Source: an optimization exercise on an open RTL-to-GDS flow (aim: small area, a short achievable clock period and few clock cycles per item). Production flows keep margins and buffers that such runs may drop.
Function was checked by simulation only, so behaviour that the tests miss may differ from the original.

==> flow/design.v <==
`timescale 1ns / 1ps
module price_memory #(
    parameter DEPTH = 14,     
    parameter DW = 16         
)(
    input wire clk,              
    input wire rst,              
    input wire wr_en,            
    input wire [DW-1:0] new_price,   
    output wire [DW-1:0] oldest_price,  
    output wire [DW-1:0] second_price,  
    output wire full,            
    output wire [4:0] count      
);
    reg [DW-1:0] mem [0:DEPTH-1];   
    reg [4:0] write_ptr;             
    reg [4:0] read_ptr;              
    reg [5:0] item_count;            
    wire [4:0] read_ptr_next = (read_ptr + 1) % DEPTH;
    assign full = (item_count == DEPTH);    
    assign count = item_count;              
    assign oldest_price = mem[read_ptr];    
    assign second_price = mem[read_ptr_next];
    always @(posedge clk or posedge rst) begin
        if (rst) begin
            write_ptr <= 0;
            read_ptr <= 0;
            item_count <= 0;
        end else if (wr_en) begin
            if (item_count < DEPTH) begin
                write_ptr <= (write_ptr + 1) % DEPTH;   
                item_count <= item_count + 1;           
            end else begin
                write_ptr <= (write_ptr + 1) % DEPTH;   
                read_ptr <= read_ptr_next;              
            end
        end
    end
    always @(posedge clk) begin
        if (wr_en)
            mem[write_ptr] <= new_price;
    end
endmodule
`timescale 1ns/1ps
module moving_average_fsm #(
    parameter WINDOW = 14,
    parameter DW     = 16
)(
    input  wire           clk,
    input  wire           rst,
    input  wire           push,           
    input  wire           full,           
    input  wire           start,          
    input  wire [DW-1:0]  new_price,
    input  wire [DW-1:0]  oldest_price,
    output reg  [31:0]    moving_avg,
    output reg            done
);
    reg [63:0] sum;
    always @(posedge clk or posedge rst) begin
        if (rst) begin
            sum <= 0; moving_avg <= 0; done <= 0;
        end else begin
            done <= 0;
            if (push)
                sum <= sum + new_price - (full ? oldest_price : {DW{1'b0}});
            if (start) begin
                moving_avg <= sum / WINDOW;
                done <= 1;
            end
        end
    end
endmodule
`timescale 1ns / 1ps
module rsi_inc #(
    parameter WINDOW = 14,    
    parameter DW = 16         
)(
    input wire             clk,
    input wire             rst,
    input wire             new_price_strobe,  
    input wire [DW-1:0]    new_price,         
    input wire [DW-1:0]    oldest_price,      
    input wire [DW-1:0]    second_price,      
    input wire             mem_full,          
    input wire [4:0]       mem_count,         
    input wire             start,             
    output reg  [DW-1:0]   newest_price,      
    output reg  [7:0]      rsi,               
    output reg             done               
);
    reg [31:0] gain_sum;  
    reg [31:0] loss_sum;  
    reg [31:0] gain, loss, total;   
    wire [31:0] in_gain  = (mem_count != 0 && new_price > newest_price) ? new_price - newest_price : 32'd0;
    wire [31:0] in_loss  = (mem_count != 0 && new_price < newest_price) ? newest_price - new_price : 32'd0;
    wire [31:0] out_gain = (mem_full && second_price > oldest_price) ? second_price - oldest_price : 32'd0;
    wire [31:0] out_loss = (mem_full && second_price < oldest_price) ? oldest_price - second_price : 32'd0;
    always @(posedge clk or posedge rst) begin
        if (rst) begin
            gain_sum     <= 0;
            loss_sum     <= 0;
            rsi          <= 0;
            newest_price <= 0;
            done         <= 0;
        end else begin
            done <= 0;   
            if (new_price_strobe) begin
                gain_sum     <= gain_sum + in_gain - out_gain;
                loss_sum     <= loss_sum + in_loss - out_loss;
                newest_price <= new_price;
            end
            if (start) begin
                gain  = gain_sum;
                loss  = loss_sum;
                total = gain + loss;
                if (total != 0) begin
                    rsi <= (100 * gain) / total;   
                end else begin
                    rsi <= 0;   
                end
            end
        end
    end
endmodule
`timescale 1ns/1ps
module trading_decision #(
    parameter BUY_RSI_THR  = 8'd30,
    parameter SELL_RSI_THR = 8'd70
)(
    input  wire        clk,
    input  wire        rst,
    input  wire        start,
    input  wire [15:0] price_now,
    input  wire [31:0] moving_avg,
    input  wire  [7:0] rsi,
    output reg         buy,
    output reg         sell,
    output reg         done
);
    always @(posedge clk or posedge rst) begin
        if (rst) begin
            buy  <= 0;
            sell <= 0;
            done <= 0;
        end else begin
            done <= start;
            if (start) begin
                buy  <= (price_now > moving_avg[15:0]) && (rsi < BUY_RSI_THR);
                sell <= (price_now < moving_avg[15:0]) && (rsi > SELL_RSI_THR);
            end
        end
    end
endmodule
`timescale 1ns / 1ps
module trading_system_singlemem (
    input  wire        clk,
    input  wire        rst,
    input  wire [15:0] price_in,
    input  wire        new_price,
    output wire        ready,
    output wire [31:0] moving_avg,
    output wire  [7:0] rsi,
    output wire        buy,
    output wire        sell,
    output wire        mem_full,
    output wire [4:0]  mem_cnt,
    output wire [15:0] oldest_price,
    output wire        ma_done,
    output wire        rsi_done
);
    localparam IDLE = 2'd0, CALC = 2'd1, DEC = 2'd2;
    reg  [1:0]  st;
    wire [4:0]  count;
    wire [15:0] second_price;
    wire [15:0] newest_price;
    assign ready = (st == IDLE);
    wire push = new_price && ready;
    wire window_done = push && (count >= 13);
    always @(posedge clk or posedge rst) begin
        if (rst)
            st <= IDLE;
        else case (st)
            IDLE:    if (window_done) st <= CALC;
            CALC:    st <= DEC;
            default: st <= IDLE;
        endcase
    end
    price_memory mem14 (
        .clk(clk),
        .rst(rst),
        .wr_en(push),
        .new_price(price_in),
        .oldest_price(oldest_price),
        .second_price(second_price),
        .full(mem_full),
        .count(count)
    );
    assign mem_cnt = count;
    moving_average_fsm ma14 (
        .clk(clk),
        .rst(rst),
        .push(push),
        .full(mem_full),
        .start(st == CALC),
        .new_price(price_in),
        .oldest_price(oldest_price),
        .moving_avg(moving_avg),
        .done(ma_done)
    );
    rsi_inc rsi14 (
        .clk(clk),
        .rst(rst),
        .new_price_strobe(push),
        .new_price(price_in),
        .oldest_price(oldest_price),
        .second_price(second_price),
        .mem_full(mem_full),
        .mem_count(count),
        .start(st == CALC),
        .newest_price(newest_price),
        .rsi(rsi),
        .done()
    );
    trading_decision dec (
        .clk(clk),
        .rst(rst),
        .start(st == DEC),
        .price_now(newest_price),
        .moving_avg(moving_avg),
        .rsi(rsi),
        .buy(buy),
        .sell(sell),
        .done(rsi_done)
    );
endmodule
==> flow/run.sh <==
#!/bin/bash
# synth_recipe.tcl (not shown) runs the flow's synth.tcl, then flattens the netlist and writes it again
# the make line also repeats each setting of config.mk as NAME=value (left out here)
make -C /OpenROAD-flow-scripts/flow DESIGN_CONFIG=/design/flow/config.mk WORK_HOME=/design/flow/orfs CLKGATE_MAP_FILE= SYNTH_SCRIPT=/design/flow/synth_recipe.tcl finish
==> flow/config.mk <==
export PLATFORM = sky130hd
export DESIGN_NAME = trading_system_singlemem
export DESIGN_NICKNAME = trading_system_singlemem
export VERILOG_FILES = /design/flow/design.v
export SDC_FILE = /design/flow/constraint.sdc
export NUM_CORES = 4
export LEC_CHECK = 0
export CAP_MARGIN = 20
export CORE_MARGIN = 2
export CORE_UTILIZATION = 40
export SLEW_MARGIN = 20
==> flow/constraint.sdc <==
create_clock -name core_clock -period 110.0 [get_ports {clk}]
set_input_delay 22.0000 -clock core_clock [delete_from_list [all_inputs] [get_ports {clk}]]
set_output_delay 22.0000 -clock core_clock [all_outputs]
set_load 0.01 [all_outputs]
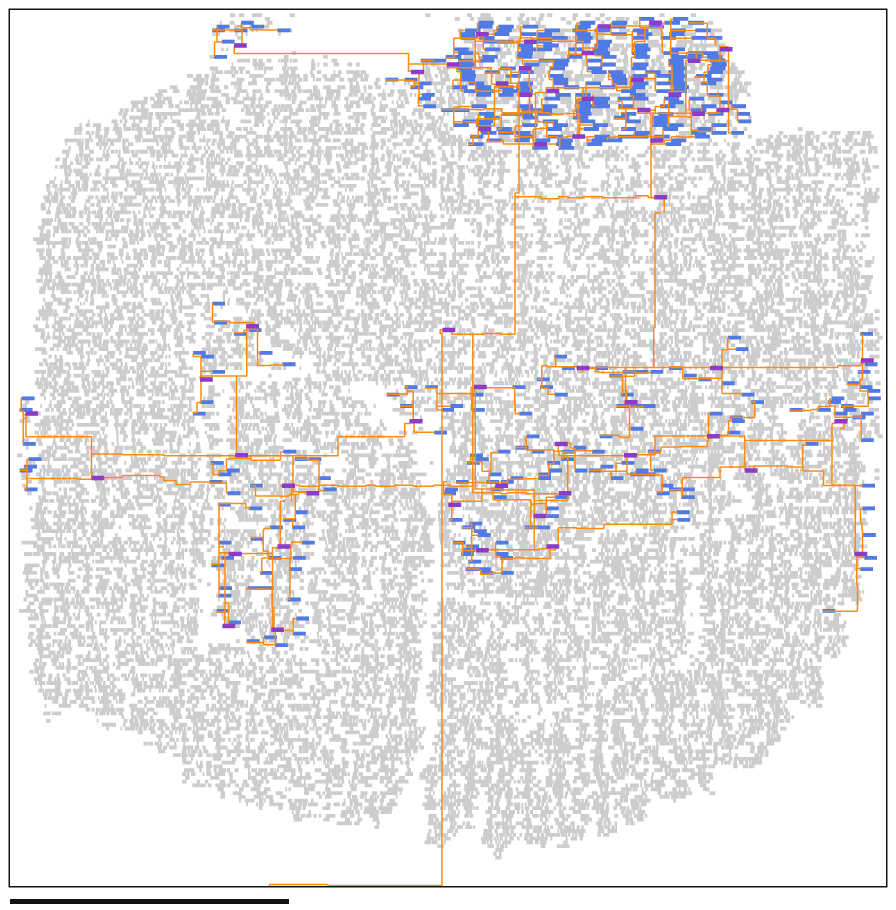
Figure 1: clock network drawn from the DEF.
Bar = 200 microns.
flip-flops: drawn in blue, count 430. clock wires: drawn in orange, length 9140 microns. cells driving clock nets: drawn in purple, count 55.
There are 56 routed clock nets.

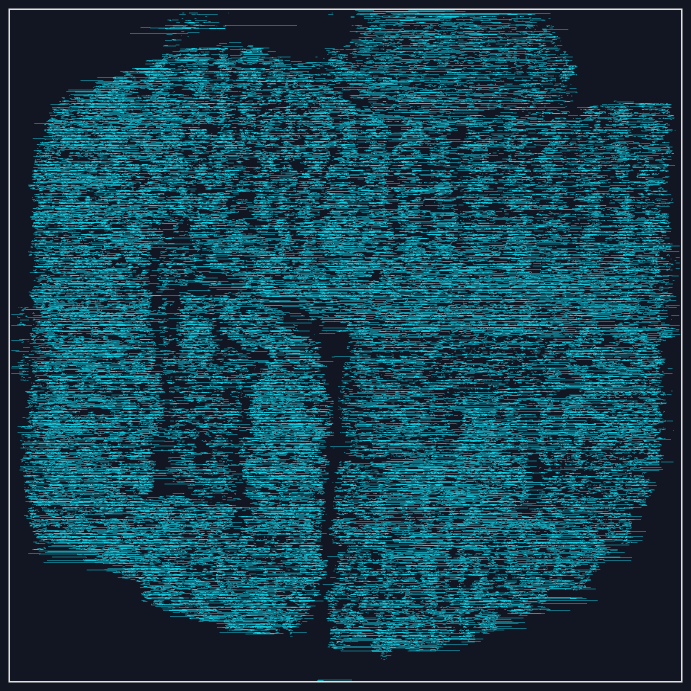
Figure 2: signal wires on met1.
21167 nets have wire on it. The wires run mostly horizontal. The layer carries 246 mm of wire. The longest straight run is 150 microns.

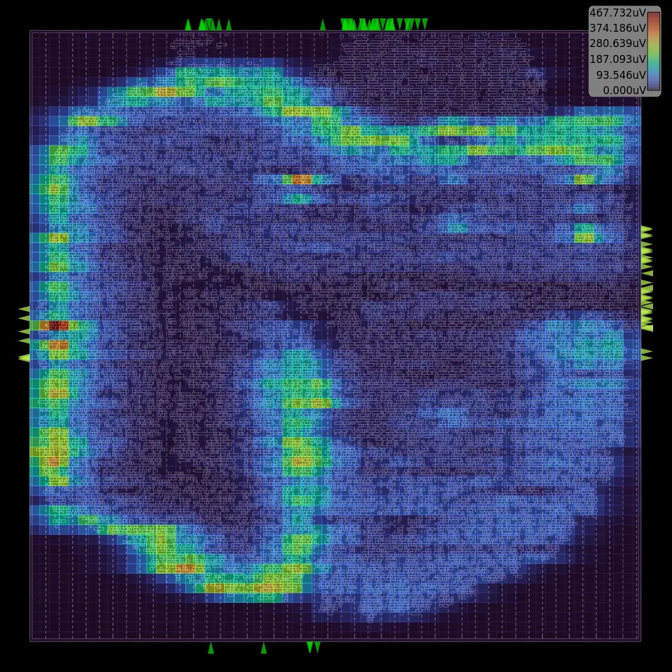
Figure 3: static IR drop.

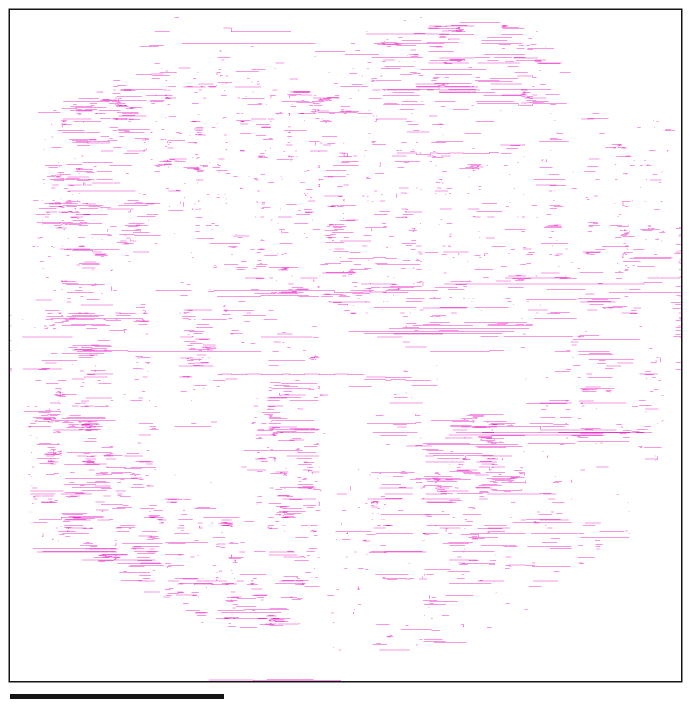
Figure 4: met3 routing.
Bar = 200 microns.
1959 nets have wire on it. The wires run mostly horizontal. The layer holds 5.1% of the routed length. The layer carries 28.3 mm of wire. The longest straight run is 187 microns.

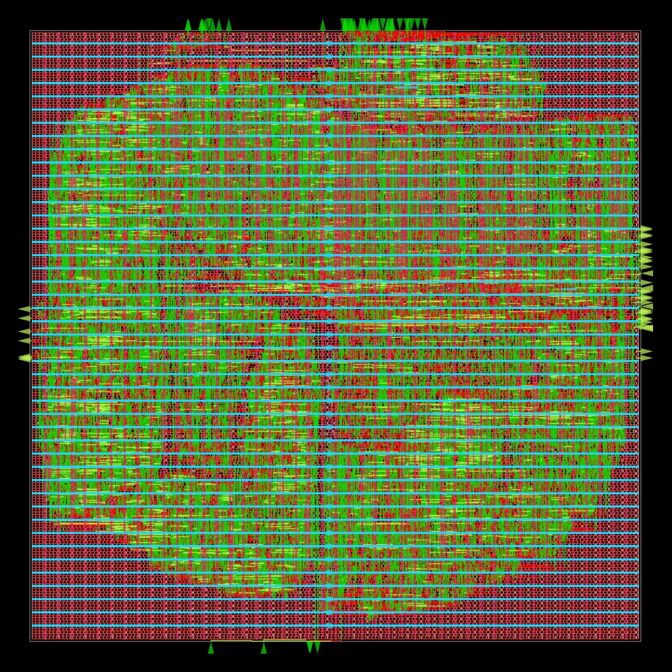
Figure 5: final layout.
number of cells in the finished layout apart from fillers: 26200
post-layout utilization of the core: 43.8%
post-detailed-routing wire length: 560000 microns

==> run notes <==
- The share of synthesized flip-flops with an asynchronous set or reset is 47.9%.
- The worst path in the final design needs a cycle of 103780 ps, including I/O delays and setup.
- After layout, the clock buffer instance count stands at 64.
- The tree is rooted in a sky130_fd_sc_hd__clkbuf_16.
- The busiest layer in global routing is met2.
- The synthesized netlist devotes 9.20% of its cell area to adder and majority cells.
- The critical path in this run is classified as reg -> reg.
- The worst endpoint required time is 110590 ps.
- Summing the areas of all compound-gate instances in the mapped netlist gives 27.9% of the synthesized area.
- Setup slack on the critical path of the routed design comes to around 6200 ps.
- The worst-case setup slack after placement is -2070 ps.
- Clock tree synthesis inserted a total of 55 buffers.
- The clock tree from TritonCTS is built.
- The critical path launch point is ma14.sum[11]$_DFFE_PP0P_.
- The die is around 630 microns tall.
- The path with the worst hold slack has its endpoint at mem14.item_count[5]$_DFFE_PP0P_.
- The area growth from synthesis to layout is 9.29%.
- The run finished with no timing, DRC or antenna violations.
- The largest delay contributor family on the critical path is simple AND/OR/NAND/NOR gates.
- The mean post-synth cell area is 7.67 sq um.
- The global routing usage on met1 is 35.2%.
- The met3 capacity usage during global routing is about 1.8%.
- Summed over all instances, the cell type with the most area after synthesis is sky130_fd_sc_hd__xnor2_1.
- The worst hold path passes through 0 cells.
- Counting flops and latches in the post-synthesis netlist gives 430.
- The timing endpoint of the critical path is ma14.moving_avg[0]$_DFFE_PP0P_.
- The sequential share of the synthesized area is 7.63%.
- STA classifies the critical path startpoint as a register.
- After clock tree synthesis, the flow added hold-fix buffers numbering 0.
- The worst hold path belongs to the class reg -> reg.
- Counting instances in the post-synthesis netlist gives the leading cell types as 1823 x sky130_fd_sc_hd__nand2_1, 1697 x sky130_fd_sc_hd__nor2_1, 1527 x sky130_fd_sc_hd__xnor2_1.
- After Yosys synthesis, XOR and XNOR cells account for 13.4% of the synthesized area.
- The number of warnings issued by yosys is 5.
- Entering global routing, the biggest net connects 97 pins.
- The synthesized netlist cell count is 20300.
- The I/O pin total is 86.
- The floorplan step set the die width to 628 microns.
- The average vias per placed instance is 6.11.
- Counting both buffers and inverters, the worst setup path holds a total of 27.
- The total global-route track usage is 26.8%.
- The final global-route overflow total is 0.
- The number of clock sinks seen by CTS is 430.
- The count of H-tree levels built during CTS is 2.
- The number of flip-flops and latches is 430.
- The highest layer touched by signal routing is met5.
- Summing all multi-input logic gate instances after layout gives 134000 sq um.
- The post-route netlist has 19.2% of its cells at a drive strength greater than 1.
- The multi-input logic cell count is 18000.
- The first detailed-routing pass took 8 iterations.
- The cell at the slowest stage of the critical path is sky130_fd_sc_hd__a2111oi_0.
- The number of fill cells in the layout is 39700.
- The effective utilization at floorplan is 40.1%.
- Leaving out fill and tap cells, the most frequent cells in the layout are 1818 x sky130_fd_sc_hd__nand2_1, 1680 x sky130_fd_sc_hd__nor2_1, 1496 x sky130_fd_sc_hd__xnor2_1, 1387 x sky130_fd_sc_hd__buf_4, 1153 x sky130_fd_sc_hd__a21oi_1.
- Summed over all nets, wire length on met2 after detailed routing comes to 261000 microns.
Testbench counts, summed over its fixed seeds: cycles 6,280, items 2,056.
[stage by stage]
stage / cells / util [%] / hold slack, ps / instance area, sq um
after CTS: 26100 / 43.3 / 386 / 168000
after detailed placement: 26000 / 42.8 / 369 / 166000
final: 26200 / 43.8 / 379 / 170000
after global routing: 26200 / 43.8 / 398 / 170000
after floorplan: 20300 / - / 430 / 156000
after global placement: 26000 / 42.8 / 369 / 166000
[sequential cells by signal, indices dropped and copies added (netlist names), 2 cells and up]
| name | cells |
|---|---|
| rsi14.loss_sum | 32 |
| ma14.sum | 64 |
| mem14.mem | 224 |
| mem14.write_ptr | 5 |
| mem14.read_ptr | 5 |
| rsi14.newest_price | 16 |
| st | 2 |
| ma14.moving_avg | 32 |
| rsi14.gain_sum | 32 |
| rsi14.rsi | 8 |
| mem14.item_count | 6 |
[repair_timing]
action / CTS / global route
setup endpoints to repair: 2 / 3
resized for setup: 46 / 353
pin swaps: 6 / 201
cloned: 1 / 1
buffers inserted: 7 / 93

[afterwards: timing with drivers on the ports]
Ports are ideal in the flow. The routed layout listed here was re-timed in OpenROAD.
Step 1 assumes that a clkbuf_16 drives the clock port and a buf_2 every other input.
Step 2 also shifts input and output timing later by t, the mid clock arrival at the registers, as if the neighbouring blocks saw the same clock.
Three values: ideal ports, drivers, drivers and shift; two values: the first two.
shift t [ns]: 0.842
slack for setup (ns): 6.218 / 6.218 / 6.218
clock arrival spread, ns: 0.037 / 0.036
worst slew at a driven data input, ns: 0.31
After both steps setup and hold are still met in this run. The setup slack of this run moves by 0.000 ns with the drivers and by 0.000 ns with both steps.
